Background: an optimization exercise with open tools, aiming at small area. Do not read the settings as production practice. At most, simulation tests tie the RTL to the original design; equivalence was not proved. The series may have gaps, and a smaller design here may also do less where the tests do not look. No functional check of the RTL was part of runs 2 and 3.

<file path="config.mk">
export PLATFORM = sky130hd
export DESIGN_NAME = snake
export DESIGN_NICKNAME = snake
export VERILOG_FILES = /design/flow/design.v
export SDC_FILE = /design/flow/constraint.sdc
export NUM_CORES = 8
export LEC_CHECK = 0
export CAP_MARGIN = 40
export CORE_MARGIN = 2
export CORE_UTILIZATION = 45
export SLEW_MARGIN = 40
</file>
<file path="constraint.sdc">
create_clock -name core_clock -period 20.0 [get_ports {clk}]
set_input_delay 4.0000 -clock core_clock [delete_from_list [all_inputs] [get_ports {clk}]]
set_output_delay 4.0000 -clock core_clock [all_outputs]
set_load 0.01 [all_outputs]
</file>
<file path="design.v">
module clk_divider_25MHz
(
	input clk,
	input reset,
	output reg divided_clk,
	output rise
);
assign rise = ~divided_clk;
always@(posedge clk or negedge reset) begin
	if(!reset) begin
		divided_clk <= 1'b0;
	end
	else begin
		divided_clk <= ~divided_clk;
	end
end
endmodule
module clk_divider_4Hz #
(
	parameter count_limit = 49
)
(
	input clk,
	input reset,
	output reg divided_clk,
	output rise
);
reg [31:0] counter;
assign rise = (counter == count_limit) && !divided_clk;
always@(posedge clk or negedge reset) begin
	if(!reset) begin
		counter <= 31'd0;
		divided_clk <= 1'd0;
	end
	else begin
		if(counter == count_limit) begin
			counter <= 31'd0;
			divided_clk <= ~divided_clk;
		end
		else begin
			counter <= counter + 31'd1;
		end
	end
end
endmodule
module clk_divider_100Hz #
(
	parameter count_limit = 7
)
(
	input clk,
	input reset,
	output reg divided_clk,
	output rise
);
reg [31:0] counter;
assign rise = (counter == count_limit) && !divided_clk;
always@(posedge clk or negedge reset) begin
	if(!reset) begin
		counter <= 31'd0;
		divided_clk <= 1'd0;
	end
	else begin
		if(counter == count_limit) begin
			counter <= 31'd0;
			divided_clk <= ~divided_clk;
		end
		else begin
			counter <= counter + 31'd1;
		end
	end
end
endmodule
module h_sync_signal #
(
	parameter h_sync_pulse = 96
)
(
	input [15:0] h_count_value,
	output h_sync
);
assign h_sync = (h_count_value < h_sync_pulse);
endmodule
module horizontal_counter
(
	input clk,
	input pix_en,
	input reset,
	output reg [15:0] h_count_value,
	output enable_v_counter
);
assign enable_v_counter = (h_count_value == 16'd799);
always@(posedge clk or negedge reset) begin
	if(!reset) begin
		h_count_value <= 16'd0;
	end
	else if(pix_en) begin
		if(h_count_value == 16'd799) begin
			h_count_value <= 16'd0;
		end
		else begin
			h_count_value <= h_count_value + 16'd1;
		end
	end
end
endmodule
module v_sync_signal #
(
	parameter v_sync_pulse = 2
)
(
	input [16:0] v_count_value,
	output v_sync
);
assign v_sync = (v_count_value<v_sync_pulse);
endmodule
module vertical_counter
(
	input clk,
	input pix_en,
	input reset,
	input enable_v_counter,
	output reg [15:0] v_count_value
);
always@(posedge clk or negedge reset) begin
	if(!reset) begin
		v_count_value <= 16'd0;
	end
	else begin
		if(pix_en && enable_v_counter) begin
			if(v_count_value == 16'd524) begin
				v_count_value <= 16'd0;
			end
			else begin
				v_count_value <= v_count_value + 16'd1;
			end
		end
	end
end
endmodule
module check_on_display #
(
	parameter h_pixel = 640,
	parameter h_front_porch = 16,
	parameter h_sync_pulse = 96,
	parameter h_back_porch = 48,
	parameter h_wait_time = h_sync_pulse + h_back_porch,
	parameter h_display_over_time = h_wait_time + h_pixel - 1,
	parameter v_pixel = 480,
	parameter v_front_porch = 10,
	parameter v_sync_pulse = 2,
	parameter v_back_porch = 33,
	parameter v_wait_time = v_sync_pulse + v_back_porch,
	parameter v_display_over_time = v_wait_time + v_pixel - 1
)
(
	input [15:0] h_count_value,
	input [15:0] v_count_value,
	output on_display
);
assign on_display = (h_count_value >= h_wait_time && h_count_value <= h_display_over_time && v_count_value >= v_wait_time && v_count_value <= v_display_over_time);
endmodule
module output_rgb_signal
(
	input on_display,
	input [3:0] red_input,
	input [3:0] green_input,
	input [3:0] blue_input,
	output [3:0] red_output,
	output [3:0] green_output,
	output [3:0] blue_output
);
assign red_output = (on_display) ? red_input:4'h0;
assign green_output = (on_display) ? green_input:4'h0;
assign blue_output = (on_display) ? blue_input:4'h0;
endmodule
module KeypadController(clk, key_en, reset, keypadCol, keypadRow, direction);
    input clk, key_en, reset;
    input [3:0]keypadCol;
    output reg [3:0]keypadRow;
    output reg [1:0]direction;
    parameter UP = 2'd0, DOWN = 2'd1, RIGHT = 2'd2, LEFT = 2'd3;
    always@(posedge clk or negedge reset)
    begin
        if(!reset)
        begin
            keypadRow <= 4'b1110;
            direction <= RIGHT; 
        end
        else if(key_en)
        begin
            case({keypadRow, keypadCol})
                8'b1011_1101:begin
						if (direction != DOWN)
                    direction <= UP;
                end 
                8'b1110_1101:begin
					 if (direction != UP)
                    direction <= DOWN;
                end 
                8'b1101_1110:begin
					 if (direction != LEFT)
                    direction <= RIGHT;
                end 
                8'b1101_1011:begin
					 if (direction != RIGHT)
                    direction <= LEFT;
                end 
                default:begin
                    direction <= direction; 
                end 
            endcase
            case(keypadRow)
                4'b1110:begin
                    keypadRow <= 4'b1101;
                end
                4'b1101:begin
                    keypadRow <= 4'b1011;
                end
                4'b1011:begin
                    keypadRow <= 4'b0111;
                end
                4'b0111:begin
                    keypadRow <= 4'b1110;
                end
                default:begin
                    keypadRow <= 4'b1110;
                end
            endcase
        end
    end
endmodule
module render_apple #
(
	parameter h_pixel = 640,
	parameter h_front_porch = 16,
	parameter h_sync_pulse = 96,
	parameter h_back_porch = 48,
	parameter h_wait_time = h_sync_pulse + h_back_porch,
	parameter h_display_over_time = h_wait_time + h_pixel - 1,
	parameter v_pixel = 480,
	parameter v_front_porch = 10,
	parameter v_sync_pulse = 2,
	parameter v_back_porch = 33,
	parameter v_wait_time = v_sync_pulse + v_back_porch,
	parameter v_display_over_time = v_wait_time + v_pixel - 1
)
(
	input clk,
	input pix_en,
	input reset,
	input [15:0] h_count_value,
	input [15:0] v_count_value,
	input [6:0] apple_x_position,
	input [6:0] apple_y_position,
	output reg [3:0] red_reg
);
always@(posedge clk or negedge reset) begin
	if(!reset) begin
		red_reg <= 4'h0;
	end
	else if(pix_en) begin
		if((h_count_value > h_wait_time + apple_x_position * 10) && (h_count_value < h_wait_time + (apple_x_position + 1) * 10) && (v_count_value > v_wait_time + apple_y_position * 10) && (v_count_value < v_wait_time + (apple_y_position + 1) * 10)) begin
			red_reg <= 4'hf;
		end
		else begin
			red_reg <= 4'h0;
		end
	end
end
endmodule
module render_border #
(
	parameter h_pixel = 640,
	parameter h_front_porch = 16,
	parameter h_sync_pulse = 96,
	parameter h_back_porch = 48,
	parameter h_wait_time = h_sync_pulse + h_back_porch,
	parameter h_display_over_time = h_wait_time + h_pixel - 1,
	parameter v_pixel = 480,
	parameter v_front_porch = 10,
	parameter v_sync_pulse = 2,
	parameter v_back_porch = 33,
	parameter v_wait_time = v_sync_pulse + v_back_porch,
	parameter v_display_over_time = v_wait_time + v_pixel - 1,
	parameter border_width = 10
)
(
	input clk,
	input pix_en,
	input reset,
	input [15:0] h_count_value,
	input [15:0] v_count_value,
	output reg [3:0] blue_reg
);
wire left_border;
wire right_border;
wire top_border;
wire bottom_border;
assign left_border = ((h_count_value > h_wait_time) && (h_count_value < h_wait_time + border_width) && (v_count_value > v_wait_time) && (v_count_value < v_display_over_time));
assign right_border = ((h_count_value > h_display_over_time - border_width) && (h_count_value < h_display_over_time) && (v_count_value > v_wait_time) && (v_count_value < v_display_over_time));
assign top_border = ((v_count_value > v_wait_time) && (v_count_value < v_wait_time + border_width) && (h_count_value > h_wait_time) && (h_count_value < h_display_over_time));
assign bottom_border = ((v_count_value > v_display_over_time - border_width) && (v_count_value < v_display_over_time) && (h_count_value > h_wait_time) && (h_count_value < h_display_over_time));
always@(posedge clk or negedge reset) begin
	if(!reset) begin
		blue_reg <= 4'h0;
	end
	else if(pix_en) begin
		if(left_border || right_border || top_border || bottom_border) begin
			blue_reg <= 4'hf;
		end
		else begin
			blue_reg <= 4'h0;
		end
	end
end
endmodule
module gen_rand_apple_position
(
	input clk,
	input gen_new_position_signal,
	input reset,
	output reg [6:0] apple_x_position,
	output reg [6:0] apple_y_position
);
wire [5:0] output_x;
wire [5:0] output_y;
reg gen_new_position_signal_d;
simple_lfsr_6bit my_simple_lfsr_6bit_x(clk,reset,output_x);
simple_lfsr_6bit my_simple_lfsr_6bit_y(clk,reset,output_y);
always@(posedge clk or negedge reset) begin
	if(!reset) begin
		apple_x_position <= 7'd20;
		apple_y_position <= 7'd20;
		gen_new_position_signal_d <= 1'b1;
	end
	else begin
		gen_new_position_signal_d <= gen_new_position_signal;
		if(gen_new_position_signal && !gen_new_position_signal_d)begin
			apple_x_position <= output_x % 60 + 7'd2;
			apple_y_position <= output_y % 44 + 7'd2;
		end
	end
end
endmodule
module simple_lfsr_6bit
(
	input clk,
	input reset,
	output reg [5:0] data
);
reg [5:0] data_next;
always @* begin
	data_next[5] = data[5]^data[3];
	data_next[4] = data[4]^data[1];
	data_next[3] = data[3]^data[0];
	data_next[2] = data[2]^data_next[4];
	data_next[1] = data[1]^data_next[3];
	data_next[0] = data[0]^data_next[2];
end
always @(posedge clk or negedge reset)
  if(!reset)
    data <= 6'h1f;
  else
    data <= data_next;
endmodule
module seven_segment_display
(
	input [3:0]value,
	output reg [6:0]display_value
);
always@(value) begin
	case (value)
		4'h0: display_value = 7'b1000000;
		4'h1: display_value = 7'b1111001;
		4'h2: display_value = 7'b0100100;
		4'h3: display_value = 7'b0110000;
		4'h4: display_value = 7'b0011001;
		4'h5: display_value = 7'b0010010;
		4'h6: display_value = 7'b0000010;
		4'h7: display_value = 7'b1111000;
		4'h8: display_value = 7'b0000000;
		4'h9: display_value = 7'b0010000;
		4'ha: display_value = 7'b0001000;
		4'hb: display_value = 7'b0000011;
		4'hc: display_value = 7'b1000110;
		4'hd: display_value = 7'b0100001;
		4'he: display_value = 7'b0000110;
		4'hf: display_value = 7'b0001110;
	endcase
end
endmodule
module snake #
(
	parameter h_pixel = 640,
	parameter h_front_porch = 16,
	parameter h_sync_pulse = 96,
	parameter h_back_porch = 48,
	parameter h_wait_time = h_sync_pulse + h_back_porch,
	parameter h_display_over_time = h_wait_time + h_pixel - 1,
	parameter v_pixel = 480,
	parameter v_front_porch = 10,
	parameter v_sync_pulse = 2,
	parameter v_back_porch = 33,
	parameter v_wait_time = v_sync_pulse + v_back_porch,
	parameter v_display_over_time = v_wait_time + v_pixel - 1
)
(
	input clk,
	input reset,
	input [3:0] keypadCol,
	output [3:0] keypadRow,
	output H_sync,
	output V_sync,
	output [3:0] red,
	output [3:0] green,
	output [3:0] blue,
	output [6:0] ten_seven_segment_display,
	output [6:0] one_seven_segment_display
);
wire [1:0] direction;
wire clk_25MHz;
wire clk_4Hz;
wire clk_100Hz;
wire pix_en;
wire game_en;
wire key_en;
clk_divider_4Hz my_clk_divider_4Hz(clk,reset,clk_4Hz,game_en);
clk_divider_25MHz my_clk_divider_25MHz(clk,reset,clk_25MHz,pix_en);
clk_divider_100Hz my_clk_divider_100Hz(clk,reset,clk_100Hz,key_en);
wire [15:0] h_count_value;
wire [15:0] v_count_value;
wire enable_v_counter;
wire on_display;
wire [3:0] red_wire;
wire [3:0] green_wire;
wire [3:0] blue_wire;
horizontal_counter my_horizontal_counter(clk,pix_en,reset,h_count_value,enable_v_counter);
vertical_counter my_vertical_counter(clk,pix_en,reset,enable_v_counter,v_count_value);
h_sync_signal my_h_sync_signal(h_count_value,H_sync);
v_sync_signal my_v_sync_signal({1'b0,v_count_value},V_sync);
check_on_display my_check_on_display(h_count_value,v_count_value,on_display);
output_rgb_signal my_output_rgb_signal(on_display,red_wire,green_wire,blue_wire,red,green,blue);
KeypadController my_KeypadController(clk, key_en, reset, keypadCol, keypadRow, direction);
reg gen_new_position_signal;
wire [6:0] apple_x_position;
wire [6:0] apple_y_position;
gen_rand_apple_position my_gen_rand_apple_position(clk,gen_new_position_signal,reset,apple_x_position,apple_y_position);
render_apple my_render_apple(clk,pix_en,reset,h_count_value,v_count_value,apple_x_position,apple_y_position,red_wire);
render_border my_render_border(clk,pix_en,reset,h_count_value,v_count_value,blue_wire);
wire [3:0] ten_wire;
wire [3:0] one_wire;
seven_segment_display my_ten_seven_segment_display(ten_wire,ten_seven_segment_display);
seven_segment_display my_one_seven_segment_display(one_wire,one_seven_segment_display);
reg [6:0] snake_x_0, snake_y_0, snake_x_1, snake_y_1;
reg [7*126-1:0] snake_x_rest;
reg [7*126-1:0] snake_y_rest;
wire [7*128-1:0] array_of_snake_x_position = {snake_x_rest, snake_x_1, snake_x_0};
wire [7*128-1:0] array_of_snake_y_position = {snake_y_rest, snake_y_1, snake_y_0};
reg [6:0] snake_body_len;
reg [3:0] green_reg;
reg found;
integer len_counter_s;
assign green_wire = green_reg;
always@(posedge clk) begin
	if(reset && pix_en) begin
		found = 1'd0;
		for(len_counter_s = 0;len_counter_s < 128;len_counter_s = len_counter_s + 1) begin
			if(!found && len_counter_s <= snake_body_len) begin
				if((h_count_value > h_wait_time + array_of_snake_x_position[7*len_counter_s +: 7] * 10) && (h_count_value < h_wait_time + (array_of_snake_x_position[7*len_counter_s +: 7] + 1) * 10) && (v_count_value > v_wait_time + array_of_snake_y_position[7*len_counter_s +: 7] * 10) && (v_count_value < v_wait_time + (array_of_snake_y_position[7*len_counter_s +: 7] + 1) * 10)) begin
					green_reg <= 4'hf;
					found = 1'd1;
				end
				else begin
					green_reg <= 4'h0;
				end
			end
		end
	end
end
genvar i;
wire [126:0] tmp_array;
generate
	for(i=0;i <127;i=i+1) begin : generate_tmp_array
		assign tmp_array[i] = ((snake_body_len > 3) && (i < snake_body_len) && (array_of_snake_x_position[6:0] == array_of_snake_x_position[7*(i+1) +: 7]) && (array_of_snake_y_position[6:0] == array_of_snake_y_position[7*(i+1) +: 7]));
	end
endgenerate
wire collision_with_body;
assign collision_with_body = (tmp_array) ? 1'b1: 1'b0;
integer len_counter_p;
parameter UP = 2'd0, DOWN = 2'd1, RIGHT = 2'd2, LEFT = 2'd3;
reg [6:0] score;
wire collision_with_border;
wire collision_with_apple;
assign collision_with_border = ((snake_x_0 == 7'd0) || (snake_x_0 == 63) || (snake_y_0 == 7'd0) || (snake_y_0 == 47));
assign collision_with_apple = ((snake_x_0 == apple_x_position) && (snake_y_0 == apple_y_position));
assign ten_wire = (score % 10);
assign one_wire = (score / 10);
always@(posedge clk) begin
	if(reset && game_en) begin
		for(len_counter_p = 127;len_counter_p > 1;len_counter_p=len_counter_p - 1) begin
			if(len_counter_p <= snake_body_len + 1) begin
				snake_x_rest[7*(len_counter_p-2) +: 7] <= array_of_snake_x_position[7*(len_counter_p-1) +: 7];
				snake_y_rest[7*(len_counter_p-2) +: 7] <= array_of_snake_y_position[7*(len_counter_p-1) +: 7];
			end
		end
	end
end
always@(posedge clk or negedge reset) begin
	if(!reset) begin
		snake_x_0<=7'd32;
		snake_y_0<=7'd24;
		snake_x_1<=7'd31;
		snake_y_1<=7'd24;
		score <= 7'd0;
		snake_body_len <= 7'd0;
		gen_new_position_signal <=1'd1;
	end
	else if(game_en) begin
		snake_x_1 <= snake_x_0;
		snake_y_1 <= snake_y_0;
		case(direction)
			2'd0:
				begin
						snake_y_0 <= snake_y_0 - 7'd1;
				end
			2'd1:
				begin
						snake_y_0 <= snake_y_0 + 7'd1;
				end
			2'd2:
				begin
						snake_x_0 <= snake_x_0 + 7'd1;
				end
			2'd3:
				begin
						snake_x_0 <= snake_x_0 - 7'd1;
				end
		endcase
		if(collision_with_apple) begin
			snake_body_len <= snake_body_len + 7'd1;
			gen_new_position_signal <= 1'd1;
			score <= score + 7'd1;
		end
		else begin
			gen_new_position_signal <= 1'd0;
		end
		if(collision_with_border | collision_with_body) begin
			snake_body_len <= 7'd0;
			score <= 7'd0;
			snake_x_0<=7'd32;
			snake_y_0<=7'd24;
			snake_x_1<=7'd31;
			snake_y_1<=7'd24;
			gen_new_position_signal <= 1'b1;
		end
	end
end
endmodule
</file>
<file path="run.sh">
#!/bin/bash
# synth_recipe.tcl (not shown) runs the flow's synth.tcl, then flattens the netlist and writes it again
# the make line also repeats each setting of config.mk as NAME=value (left out here)
make -C /OpenROAD-flow-scripts/flow DESIGN_CONFIG=/design/flow/config.mk WORK_HOME=/design/flow/orfs CLKGATE_MAP_FILE= SYNTH_SCRIPT=/design/flow/synth_recipe.tcl finish
</file>
Fig. 1: run 1, port wiring
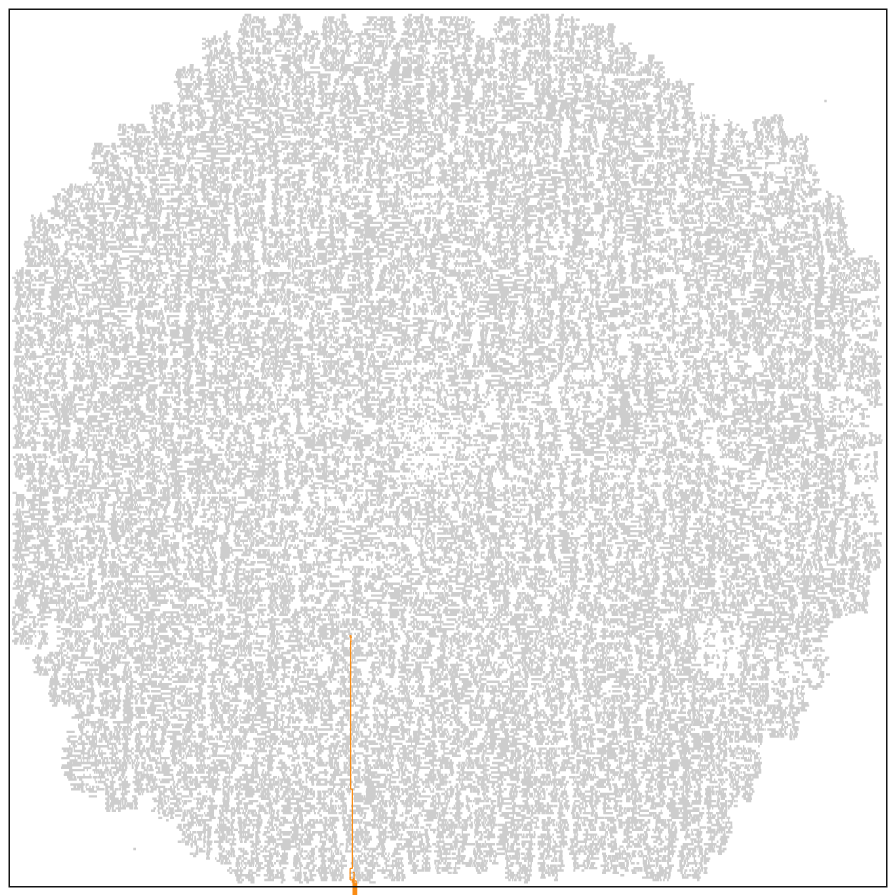
[orange] green | direction: output | edge: south | end cells: 1 | buffers: 4 | wire: 323 µm

Fig. 2: run 1, a small window of the routed layout
Region (234, 733) to (264, 763) µm. Cells in grey, sequential cells in the stronger grey; small squares are vias.
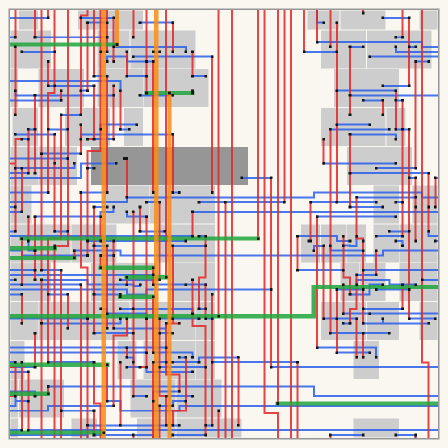
[orange] metal 4
[blue] metal 1
[red] metal 2
[green] metal 3
netlist names of flops here include: snake_x_rest (1)
most frequent: ha_1 (12), xor2_1 (8), a21oi_1 (8)
cells with their middle in the window: 61
sequential cells in the window: 1

Fig. 3: run 1, wiring by layer
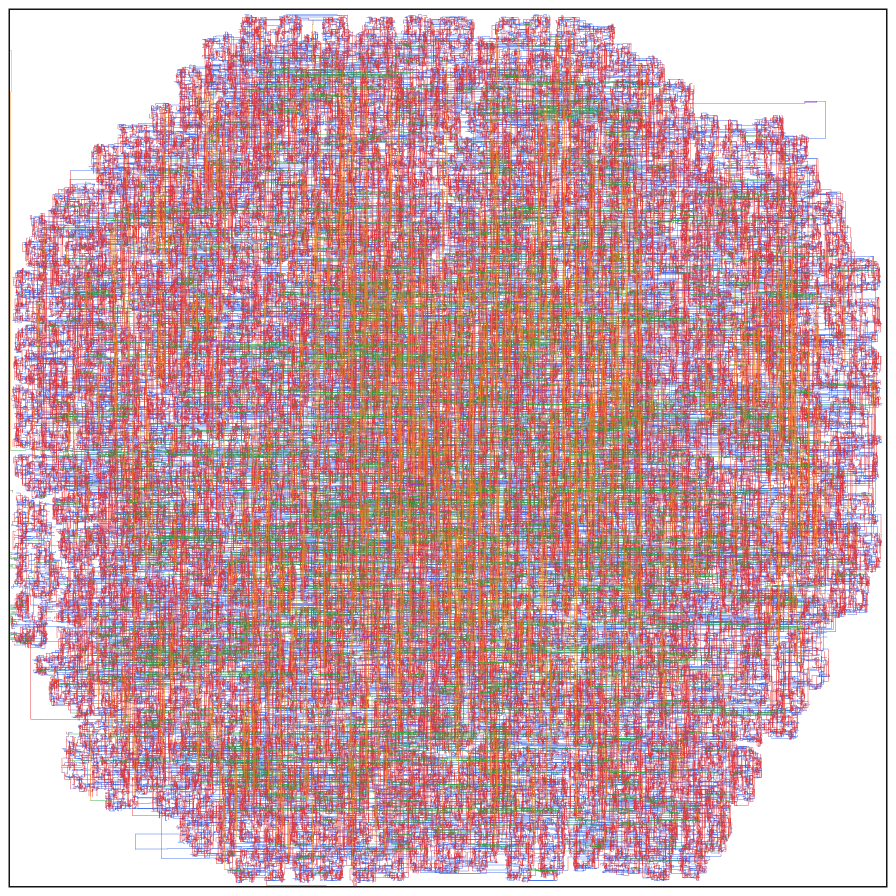
[purple] metal 5 | wire length: 662 µm
[orange] metal 4 | wire length: 118 mm
[blue] metal 1 | wire length: 691 mm
[red] metal 2 | wire length: 724 mm
[green] metal 3 | wire length: 153 mm

Fig. 4: run 1, the metal 3 layer
The bar under the picture is 200 µm long.
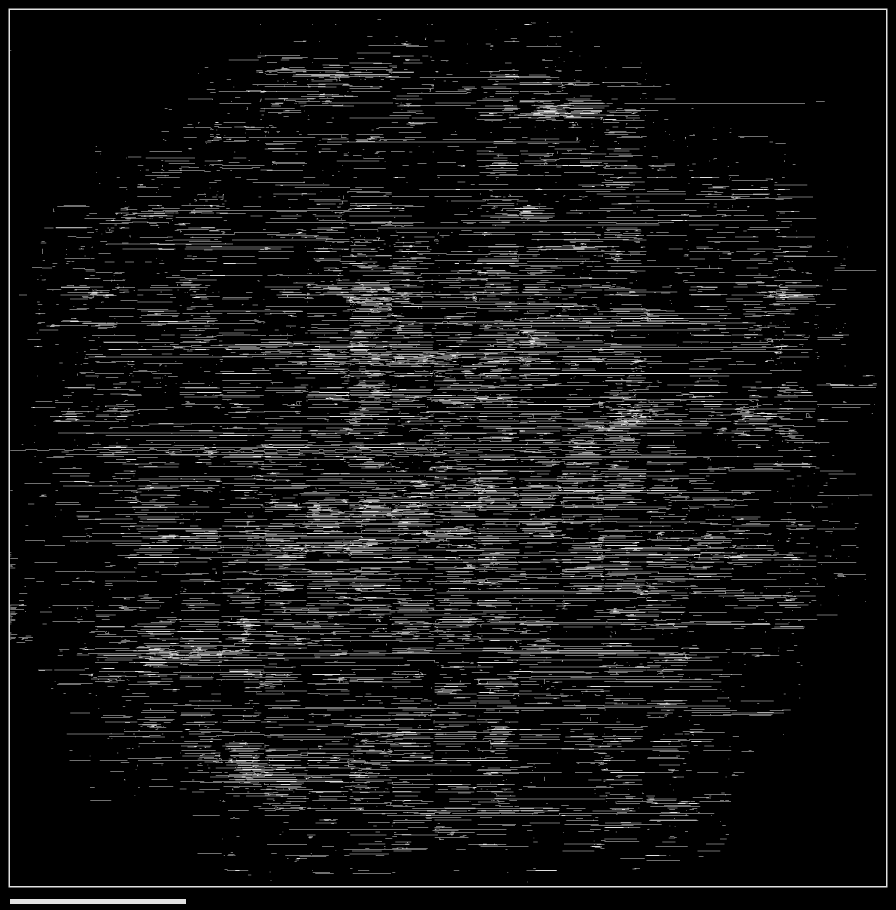
longest straight run: 362 µm
main direction: horizontal
share of all routed wire: 9.1%
nets with wire on the layer: 3415
wire length on this layer: 153 mm

==> metrics.md, run 1 <==
| Metric | Value |
|---|---|
| Status | complete, no violations |
| Syn_area_per_cell | roughly 8.8 µm² |
| GP Congestion | 0.980 |
| Max Clock Freq | about 0.10 GHz |
| Die W | about 1000 µm |
| Die Y | around 1000 µm |
| Final WL | 1690 mm |
| First-pass GRT wire length | 2460 mm |
| Synth top area share | 34.7% |
| Met3 GRT Util | about 6.3% |
| Fill cells | between 90000 and 100k |
| Core area | approximately 0.98 mm² |
| Post-CTS setup buffers | 0 |
| Initial Util | 45.2% |
| WL met2 | 724 mm |
| DR WL met3 | around 150 mm |
| Post-synthesis cell count | 50300 |
| Post-DR vias/cell | about 6 |
| Top cell by count, worst path | nand2b_1 |
| Post-DRT Antenna Nets | 0 |
| FFs & Latches | between 1500 and 2000 |
| Post-route cell area | 0.478 mm² |
| Gr ovfl total | 0 |
| Gr usage total | 32.6% |
| 1st-iter DRT viols | 33000 |
| Synth area leaders | ha_1 35%, edfxtp_1 12%, xnor2_1 9.2%, xor2_1 7.9%, a21oi_1 4.3% |
| Biggest regs | snake_x_rest: 882 flops, snake_y_rest: 882 flops |
==> run 2: a larger rewrite; changed files in full <==
==> design.v <==
module snake
(
	input clk,
	input reset,
	input [3:0] keypadCol,
	output [3:0] keypadRow,
	output H_sync,
	output V_sync,
	output [3:0] red,
	output [3:0] green,
	output [3:0] blue,
	output [6:0] ten_seven_segment_display,
	output [6:0] one_seven_segment_display
);
reg [1:0] ph;
reg [5:0] pc;
reg [5:0] kc;    
wire pc_last = (ph == 2'd2) ? (pc == 6'd31) : (pc == 6'd33);
wire game_en = (ph == 2'd2) && (pc == 6'd29);
wire cap_en  = (ph == 2'd2) && (pc == 6'd30);    
wire load_en = (ph == 2'd2) && (pc == 6'd31);    
wire pix_en  = ~pc[0];
wire key_en  = (kc[3:0] == 4'hf);
always @(posedge clk or negedge reset) begin
	if (!reset) begin
		ph <= 2'd1;
		pc <= 6'd14;
		kc <= 6'd8;
	end
	else begin
		kc <= kc + 6'd1;
		if (pc_last) begin
			pc <= 6'd0;
			ph <= (ph == 2'd2) ? 2'd0 : ph + 2'd1;
		end
		else begin
			pc <= pc + 6'd1;
		end
	end
end
wire [1:0] row = kc[5:4];
assign keypadRow = ~(4'b0001 << row);
reg [1:0] dir;   
always @(posedge clk or negedge reset) begin
	if (!reset) begin
		dir <= 2'd2;
	end
	else if (key_en) begin
		case ({row, keypadCol})
			6'b10_1101: if (dir != 2'd1) dir <= 2'd0;
			6'b00_1101: if (dir != 2'd0) dir <= 2'd1;
			6'b01_1110: if (dir != 2'd3) dir <= 2'd2;
			6'b01_1011: if (dir != 2'd2) dir <= 2'd3;
			default: ;
		endcase
	end
end
reg [6:0] qh;
reg [3:0] rh;
reg [5:0] qv;
reg [3:0] rv;
always @(posedge clk or negedge reset) begin
	if (!reset) begin
		qh <= 7'd65;
		rh <= 4'd6;
		qv <= 6'd49;
		rv <= 4'd0;
	end
	else if (pix_en) begin
		if (rh == 4'd9) begin
			rh <= 4'd0;
			qh <= (qh == 7'd79) ? 7'd0 : qh + 7'd1;
		end
		else begin
			rh <= rh + 4'd1;
		end
		if (qh == 7'd65 && rh == 4'd5) begin
			if (qv == 6'd52 && rv == 4'd4) begin
				qv <= 6'd0;
				rv <= 4'd0;
			end
			else if (rv == 4'd9) begin
				rv <= 4'd0;
				qv <= qv + 6'd1;
			end
			else begin
				rv <= rv + 4'd1;
			end
		end
	end
end
assign H_sync = (qh == 7'd65 && rh >= 4'd6) || (qh >= 7'd66 && qh <= 7'd74) || (qh == 7'd75 && rh <= 4'd1);
assign V_sync = (qv == 6'd49) && (rv <= 4'd1);
wire on_display = !qh[6] && (qv < 6'd48);
reg [5:0] lfsr;
wire [5:0] lfsr_next;
assign lfsr_next[5] = lfsr[5] ^ lfsr[3];
assign lfsr_next[4] = lfsr[4] ^ lfsr[1];
assign lfsr_next[3] = lfsr[3] ^ lfsr[0];
assign lfsr_next[2] = lfsr[2] ^ lfsr_next[4];
assign lfsr_next[1] = lfsr[1] ^ lfsr_next[3];
assign lfsr_next[0] = lfsr[0] ^ lfsr_next[2];
reg [5:0] al;    
reg gen, gen_d;
wire [5:0] ax = (al >= 6'd60) ? al - 6'd58 : al + 6'd2;
wire [5:0] ay = (al >= 6'd44) ? al - 6'd42 : al + 6'd2;
always @(posedge clk or negedge reset) begin
	if (!reset) begin
		lfsr <= 6'h1f;
		al <= 6'd18;
		gen_d <= 1'b1;
	end
	else begin
		lfsr <= lfsr_next;
		gen_d <= gen;
		if (gen && !gen_d)
			al <= lfsr;
	end
end
reg [5:0] hx, hy;    
reg [6:0] len;       
reg C;               
reg [5:0] A;         
reg [5:0] M;         
wire hit = (hx == ax) && (hy == ay);
wire border = (hx == 6'd0) || (hx == 6'd63) || (hy == 6'd0) || (hy == 6'd47);
wire restart = border || ((len > 7'd3) && C);
wire [6:0] nlen = len + {6'd0, hit};
always @(posedge clk or negedge reset) begin
	if (!reset) begin
		hx <= 6'd32;
		hy <= 6'd24;
		len <= 7'd0;
		gen <= 1'b1;
	end
	else if (game_en) begin
		if (restart) begin
			hx <= 6'd32;
			hy <= 6'd24;
			len <= 7'd0;
			gen <= 1'b1;
		end
		else begin
			case (dir)
				2'd0: hy <= hy - 6'd1;
				2'd1: hy <= hy + 6'd1;
				2'd2: hx <= hx + 6'd1;
				2'd3: hx <= hx - 6'd1;
			endcase
			len <= nlen;
			gen <= hit;
		end
	end
end
reg [1:0] ring [0:132];
integer ri;
always @(posedge clk) begin
	ring[0] <= game_en ? dir : ring[129];
	for (ri = 1; ri < 133; ri = ri + 1)
		ring[ri] <= ring[(ri + 129) % 133];
end
reg [5:0] tx, ty;    
reg [11:0] W;        
wire [5:0] chx = hx - tx;
wire [5:0] chy = hy - ty;
wire walk2 = (ph == 2'd1);
wire [1:0] mv [0:3];
assign mv[0] = walk2 ? ring[7]  : ring[4];
assign mv[1] = walk2 ? ring[8]  : ring[5];
assign mv[2] = walk2 ? ring[9]  : ring[6];
assign mv[3] = walk2 ? ring[10] : ring[7];
wire [8:0] xk = 9'd130 - {2'd0, len};
wire last = (pc == 6'd33);
reg [5:0] px [0:3];
reg [5:0] py [0:3];
reg en [0:3];
reg inA [0:3];
reg inC [0:3];
reg [1:0] m;
reg [5:0] cx, cy;
reg [5:0] accA;
reg accC;
integer j;
always @* begin
	cx = W[11:6];
	cy = W[5:0];
	accA = 6'd0;
	accC = 1'b0;
	for (j = 3; j >= 0; j = j - 1) begin
		en[j]  = last ? (j == 3 && len != 7'd0) : ((xk + j) <= {1'b0, pc, 2'b00});
		inA[j] = last ? (j == 3) : ((xk + j) <= {1'b0, pc, 2'b00} + {8'd0, hit});
		inC[j] = last ? 1'b0 : ((xk + j) <= {1'b0, pc, 2'b00} + 9'd1);
		m = mv[j] ^ {1'b0, ~walk2};
		if (en[j]) begin
			case (m)
				2'd0: cy = cy - 6'd1;
				2'd1: cy = cy + 6'd1;
				2'd2: cx = cx + 6'd1;
				2'd3: cx = cx - 6'd1;
			endcase
		end
		px[j] = cx;
		py[j] = cy;
		if (inA[j] && cy == 6'd0 && cx < 6'd6)
			accA = accA | (6'd1 << cx[2:0]);
		if (inC[j] && cx == chx && cy == chy)
			accC = 1'b1;
	end
end
always @(posedge clk) begin
	if (load_en) begin
		W <= {chx, chy};
		A <= 6'd0;
		C <= 1'b0;
	end
	else begin
		W <= {cx, cy};
		if (walk2) begin
			A <= A | accA;
			C <= C | accC;
		end
	end
end
wire [6:0] raw = qh + 7'd5;
always @(posedge clk) begin
	if (cap_en) begin
		tx <= (raw >= 7'd75) ? raw[5:0] - 6'd16 : raw[5:0];
		ty <= qv;
	end
end
always @(posedge clk or negedge reset) begin
	if (!reset) begin
		M <= 6'd0;
	end
	else if (game_en) begin
		M <= (restart || nlen == 7'd0) ? 6'd0 : A;
	end
	else if (pix_en && rh == 4'd9) begin
		M <= {1'b0, M[5:1]};
	end
end
reg red_reg, green_reg, blue_reg;
wire interior = (rh != 4'd0) && (rv != 4'd0);
wire h_in = !qh[6] && !(qh == 7'd0 && rh == 4'd0) && !(qh == 7'd63 && rh == 4'd9);
wire v_in = (qv < 6'd48) && !(qv == 6'd0 && rv == 4'd0) && !(qv == 6'd47 && rv == 4'd9);
wire lr = ((qh == 7'd0) && (rh != 4'd0)) || ((qh == 7'd63) && (rh != 4'd9));
wire tb = ((qv == 6'd0) && (rv != 4'd0)) || ((qv == 6'd47) && (rv != 4'd9));
always @(posedge clk) begin
	if (pix_en) begin
		green_reg <= interior && (((qh == {1'b0, hx}) && (qv == hy)) || (M[0] && !qh[6]));
		red_reg <= interior && (qh == {1'b0, ax}) && (qv == ay);
		blue_reg <= (lr && v_in) || (tb && h_in);
	end
end
assign red   = {4{on_display & red_reg}};
assign green = {4{on_display & green_reg}};
assign blue  = {4{on_display & blue_reg}};
function [6:0] seg;
	input [3:0] v;
	case (v)
		4'h0: seg = 7'b1000000;
		4'h1: seg = 7'b1111001;
		4'h2: seg = 7'b0100100;
		4'h3: seg = 7'b0110000;
		4'h4: seg = 7'b0011001;
		4'h5: seg = 7'b0010010;
		4'h6: seg = 7'b0000010;
		4'h7: seg = 7'b1111000;
		4'h8: seg = 7'b0000000;
		4'h9: seg = 7'b0010000;
		4'ha: seg = 7'b0001000;
		4'hb: seg = 7'b0000011;
		4'hc: seg = 7'b1000110;
		4'hd: seg = 7'b0100001;
		4'he: seg = 7'b0000110;
		4'hf: seg = 7'b0001110;
	endcase
endfunction
wire [6:0] ones = len % 7'd10;
wire [6:0] tens = len / 7'd10;
assign ten_seven_segment_display = seg(ones[3:0]);
assign one_seven_segment_display = seg(tens[3:0]);
endmodule
Fig. 5: run 2, port wiring
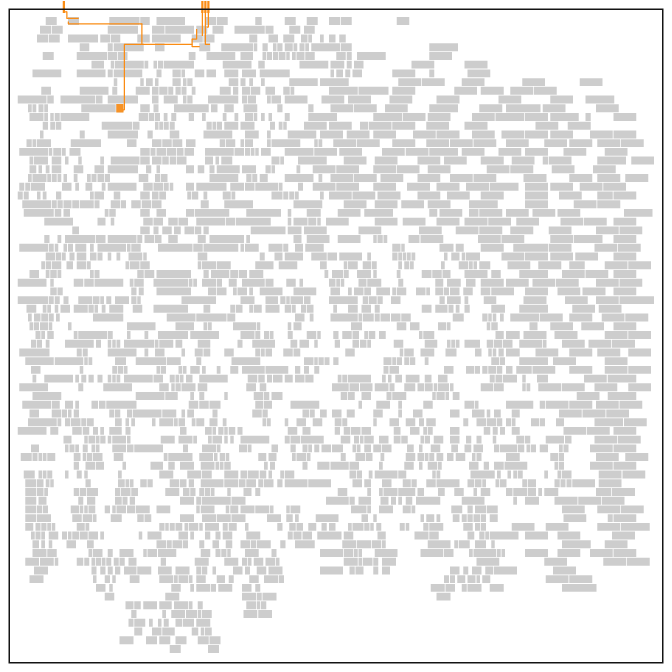
[orange] green | direction: output | edge: north | end cells: 1 | buffers: 4 | wire: 113 µm

Fig. 6: run 2, wiring by layer
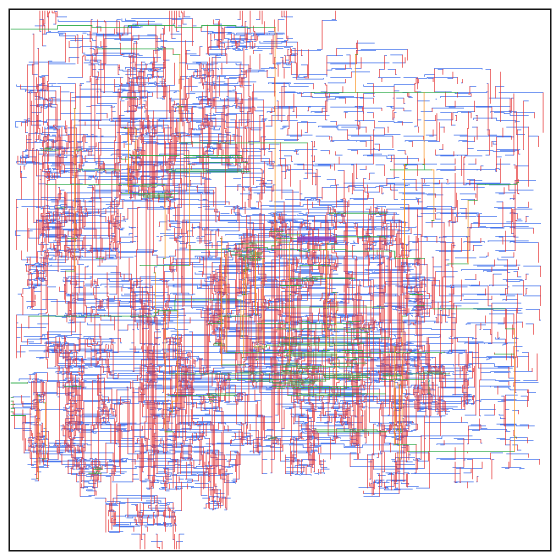
[orange] metal 4 | wire length: 1050 µm
[purple] metal 5 | wire length: 12.9 µm
[green] metal 3 | wire length: 2080 µm
[red] metal 2 | wire length: 19300 µm
[blue] metal 1 | wire length: 20.2 mm

==> metrics.md, run 2 <==
| Metric | Value |
|---|---|
| DR WL met3 | 2.08 mm |
| Adder-Cell Fraction of Synth Area | 10.3% |
| Die W | 203 µm |
| Max Clock Freq | 0.0962 GHz |
| Core area | 0.0395 mm² |
| Synth Area in Simple Gates | 14.1% |
| Gr usage total | between 20% and 30% |
| Synth area leaders | dfxtp_1 32%, ha_1 8.8%, dfrtp_1 7.1%, xnor2_1 5.9%, dfstp_2 3.7% |
| Post-synth EDFFs | 15 |
| FFs & Latches | 376 |
| Biggest regs | ring: 266 flops, W: 12 flops |
| Worst hold path startpoint | ring[69][0] |
| Initial Util | 45.3% |
| DRT met1 WL | 20.2 mm |
| Inverter count | between 100 and 150 |
| First-pass GRT wire length | roughly 69 mm |
| 1st-iter DRT viols | 856 |
| Largest net degree at the start of global routing | 77 |
| Syn_area_per_cell | slightly below 10 µm² |
| Gr ovfl total | 0 |
| Die Y | roughly 200 µm |
| Post-synthesis cell count | 1836 |
| GP Congestion | 0.969 |
| Ys Warns | 7 |
| WL met2 | 19.3 mm |
| Status | complete, no violations |
| Final Hold Viols | 0 |
| Synth top area share | 31.9% |
| Post-route cell area | approximately 0.02 mm² |
| Final WL | 42.6 mm |
| Post-DRT Antenna Nets | 0 |
| Post-DR vias/cell | 5.49 |
| Highest Signal Layer | met5 |
| Fill cells | 3631 |
| Met3 GRT Util | between 2 and 3% |
| Post-CTS setup buffers | 0 |
| CTS tree | yes |
| Unrepaired setup endpoints after global routing | no |
==> run 3: changes to the inputs <==
--- a/design.v
+++ b/design.v
@@ -118,9 +118,23 @@
 	end
 end
+function [5:0] step;
+	input [5:0] v;
+	input en;
+	input up;
+	reg t;
+	integer i;
+	begin
+		t = en;
+		for (i = 0; i < 6; i = i + 1) begin
+			step[i] = v[i] ^ t;
+			t = t & ~(v[i] ^ up);
+		end
+	end
+endfunction
 reg [5:0] hx, hy;    
 reg [6:0] len;       
 reg C;               
-reg [5:0] A;         
-reg [5:0] M;         
+reg [4:0] A;         
+reg [4:0] M;         
 wire hit = (hx == ax) && (hy == ay);
 wire border = (hx == 6'd0) || (hx == 6'd63) || (hy == 6'd0) || (hy == 6'd47);
@@ -142,10 +156,6 @@
 		end
 		else begin
-			case (dir)
-				2'd0: hy <= hy - 6'd1;
-				2'd1: hy <= hy + 6'd1;
-				2'd2: hx <= hx + 6'd1;
-				2'd3: hx <= hx - 6'd1;
-			endcase
+			hy <= step(hy, ~dir[1], dir[0]);
+			hx <= step(hx, dir[1], ~dir[0]);
 			len <= nlen;
 			gen <= hit;
@@ -160,8 +170,6 @@
 		ring[ri] <= ring[(ri + 129) % 133];
 end
-reg [5:0] tx, ty;    
+reg [5:0] chx, chy;  
 reg [11:0] W;        
-wire [5:0] chx = hx - tx;
-wire [5:0] chy = hy - ty;
 wire walk2 = (ph == 2'd1);
 wire [1:0] mv [0:3];
@@ -170,8 +178,15 @@
 assign mv[2] = walk2 ? ring[9]  : ring[6];
 assign mv[3] = walk2 ? ring[10] : ring[7];
-wire [8:0] xk = 9'd130 - {2'd0, len};
+wire [7:0] len2 = {1'b0, len} + 8'd2;
+wire [6:0] z = {1'b0, pc} + {1'b0, len2[7:2]};
+wire [1:0] b = len2[1:0];
+wire z_hi = (z >= 7'd34);
+wire z_33 = (z == 7'd33);
+wire z_32 = (z == 7'd32);
 wire last = (pc == 6'd33);
 reg [5:0] px [0:3];
 reg [5:0] py [0:3];
+reg le0 [0:3];
+reg le1 [0:3];
 reg en [0:3];
 reg inA [0:3];
@@ -179,5 +194,5 @@
 reg [1:0] m;
 reg [5:0] cx, cy;
-reg [5:0] accA;
+reg [4:0] accA;
 reg accC;
 integer j;
@@ -185,23 +200,19 @@
 	cx = W[11:6];
 	cy = W[5:0];
-	accA = 6'd0;
+	accA = 5'd0;
 	accC = 1'b0;
 	for (j = 3; j >= 0; j = j - 1) begin
-		en[j]  = last ? (j == 3 && len != 7'd0) : ((xk + j) <= {1'b0, pc, 2'b00});
-		inA[j] = last ? (j == 3) : ((xk + j) <= {1'b0, pc, 2'b00} + {8'd0, hit});
-		inC[j] = last ? 1'b0 : ((xk + j) <= {1'b0, pc, 2'b00} + 9'd1);
+		le0[j] = z_hi || (z_33 && (j <= b));
+		le1[j] = z_hi || (z_33 && (j <= b + 1)) || (z_32 && (b == 2'd3) && (j == 0));
+		en[j]  = last ? (j == 3 && len != 7'd0) : le0[j];
+		inA[j] = last ? (j == 3) : (hit ? le1[j] : le0[j]);
+		inC[j] = last ? 1'b0 : le1[j];
 		m = mv[j] ^ {1'b0, ~walk2};
-		if (en[j]) begin
-			case (m)
-				2'd0: cy = cy - 6'd1;
-				2'd1: cy = cy + 6'd1;
-				2'd2: cx = cx + 6'd1;
-				2'd3: cx = cx - 6'd1;
-			endcase
-		end
+		cy = step(cy, en[j] & ~m[1], m[0]);
+		cx = step(cx, en[j] & m[1], ~m[0]);
 		px[j] = cx;
 		py[j] = cy;
-		if (inA[j] && cy == 6'd0 && cx < 6'd6)
-			accA = accA | (6'd1 << cx[2:0]);
+		if (inA[j] && cy == 6'd0 && cx < 6'd5)
+			accA = accA | (5'd1 << cx[2:0]);
 		if (inC[j] && cx == chx && cy == chy)
 			accC = 1'b1;
@@ -211,5 +222,5 @@
 	if (load_en) begin
 		W <= {chx, chy};
-		A <= 6'd0;
+		A <= 5'd0;
 		C <= 1'b0;
 	end
@@ -222,20 +233,22 @@
 	end
 end
-wire [6:0] raw = qh + 7'd5;
+wire wrap_w = (qh >= 7'd70);
+wire [5:0] chx_n = hx - qh[5:0] - (wrap_w ? 6'd53 : 6'd5);
+wire [5:0] chy_n = hy - qv;
 always @(posedge clk) begin
 	if (cap_en) begin
-		tx <= (raw >= 7'd75) ? raw[5:0] - 6'd16 : raw[5:0];
-		ty <= qv;
-	end
-end
-always @(posedge clk or negedge reset) begin
-	if (!reset) begin
-		M <= 6'd0;
+		chx <= chx_n;
+		chy <= chy_n;
+	end
+end
+always @(posedge clk or negedge reset) begin
+	if (!reset) begin
+		M <= 5'd0;
 	end
 	else if (game_en) begin
-		M <= (restart || nlen == 7'd0) ? 6'd0 : A;
+		M <= (restart || nlen == 7'd0) ? 5'd0 : A;
 	end
 	else if (pix_en && rh == 4'd9) begin
-		M <= {1'b0, M[5:1]};
+		M <= {1'b0, M[4:1]};
 	end
 end
--- a/config.mk
+++ b/config.mk
@@ -6,6 +6,8 @@
 export NUM_CORES = 8
 export LEC_CHECK = 0
+export ABC_AREA = 1
 export CAP_MARGIN = 40
 export CORE_MARGIN = 2
 export CORE_UTILIZATION = 45
+export CTS_BUF_LIST = sky130_fd_sc_hd__clkbuf_4
 export SLEW_MARGIN = 40
Fig. 7: run 3, the metal 3 layer
The bar under the picture is 50 µm long.
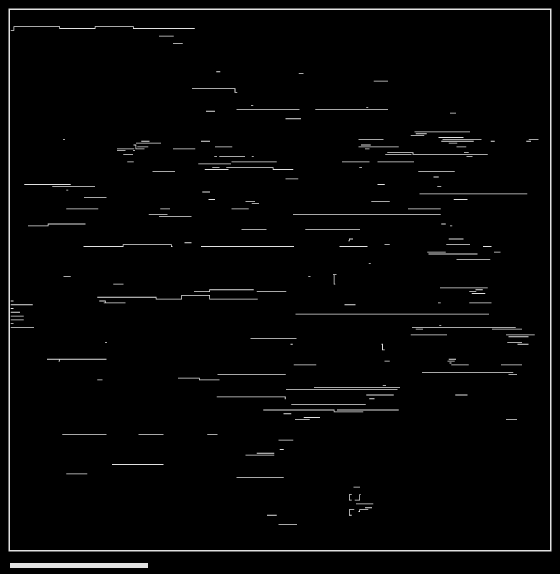
main direction: horizontal
share of all routed wire: 4.5%
nets with wire on the layer: 125
wire length on this layer: 1710 µm
longest straight run: 69.7 µm

Fig. 8: run 3, wires after detailed routing
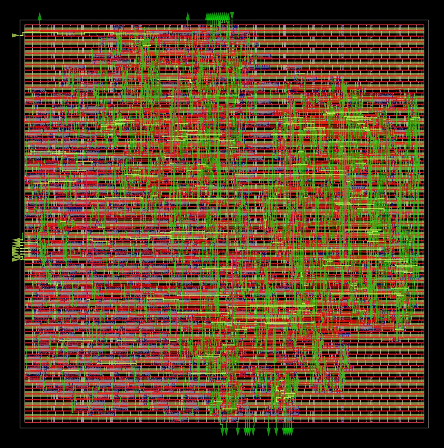
WL met2: 17.1 mm
DRT met1 WL: 18.0 mm
gr usage total: 20.2%
total number of vias: 13000
Highest Signal Layer: met4

==> metrics.md, run 3 <==
| Metric | Value |
|---|---|
| Post-DRT Antenna Nets | 0 |
| First-pass GRT wire length | 62.2 mm |
| Adder-Cell Fraction of Synth Area | 4.58% |
| Max Clock Freq | 0.101 GHz |
| Synth area leaders | dfxtp_1 34%, nand2_1 9.7%, dfrtp_1 7.6%, nand3_1 5.5%, inv_1 4.8% |
| Gr ovfl total | 0 |
| Initial Util | between 40% and 50% |
| Die Y | 195 µm |
| Synth Area in Simple Gates | 27.9% |
| Largest net degree at the start of global routing | 76 |
| GP Congestion | 0.939 |
| Core area | approximately 0.036 mm² |
| Fill cells | 3467 |
| CTS tree | yes |
| H-Tree Depth | 3 |
| Syn_area_per_cell | 8.50 µm² |
| Unrepaired setup endpoints after global routing | no |
| Status | complete, no violations |
| Post-synthesis cell count | 1940 |
| Final WL | about 38 mm |
| 1st-iter DRT viols | 929 |
| Post-CTS setup buffers | 0 |
| Post-route cell area | about 0.019 mm² |
| Yosys top cell by area | dfxtp_1 |
| Synth top area share | 34.5% |
| DR WL met3 | 1.71 mm |
| FFs & Latches | around 370 |
| Post-synth EDFFs | 15 |
| Worst hold path startpoint | ring[130][1] |
| Post-DR vias/cell | 5.03 |

==> static timing again, ports no longer ideal <==
The results above use ideal ports. As a check the final layouts listed here were re-extracted and re-timed, cells and wires unchanged.
Step 1 (the two cells are an assumption about what drives the block):
set clk [get_ports {clk}]
set_driving_cell -lib_cell sky130_fd_sc_hd__clkbuf_16 $clk
set_driving_cell -lib_cell sky130_fd_sc_hd__buf_2 [delete_from_list [all_inputs] $clk]
Step 2 times the ports against the registers' clock, not the clock port: input delays grow and output delays shrink by t, the midpoint of the rising clock arrivals with the driver on.
Slacks: ideal ports / drivers / drivers and shift; pairs: ideal ports / drivers.
| run | shift t [ns] | setup WS [ns] | worst setup path after step 2 | clock arrival spread, ns | worst data-port slew with drivers (ns) |
|---|---|---|---|---|---|
| run 1 | 1.202 | 10.061 / 9.911 / 11.114 | register to output | 0.105 / 0.105 | 0.03 |
| run 2 | 0.581 | 9.608 / 9.554 / 10.135 | register to output | 0.015 / 0.015 | 0.04 |
| run 3 | 0.776 | 10.126 / 10.076 / 10.852 | register to output | 0.063 / 0.063 | 0.04 |
After both steps every run listed still meets setup and hold.
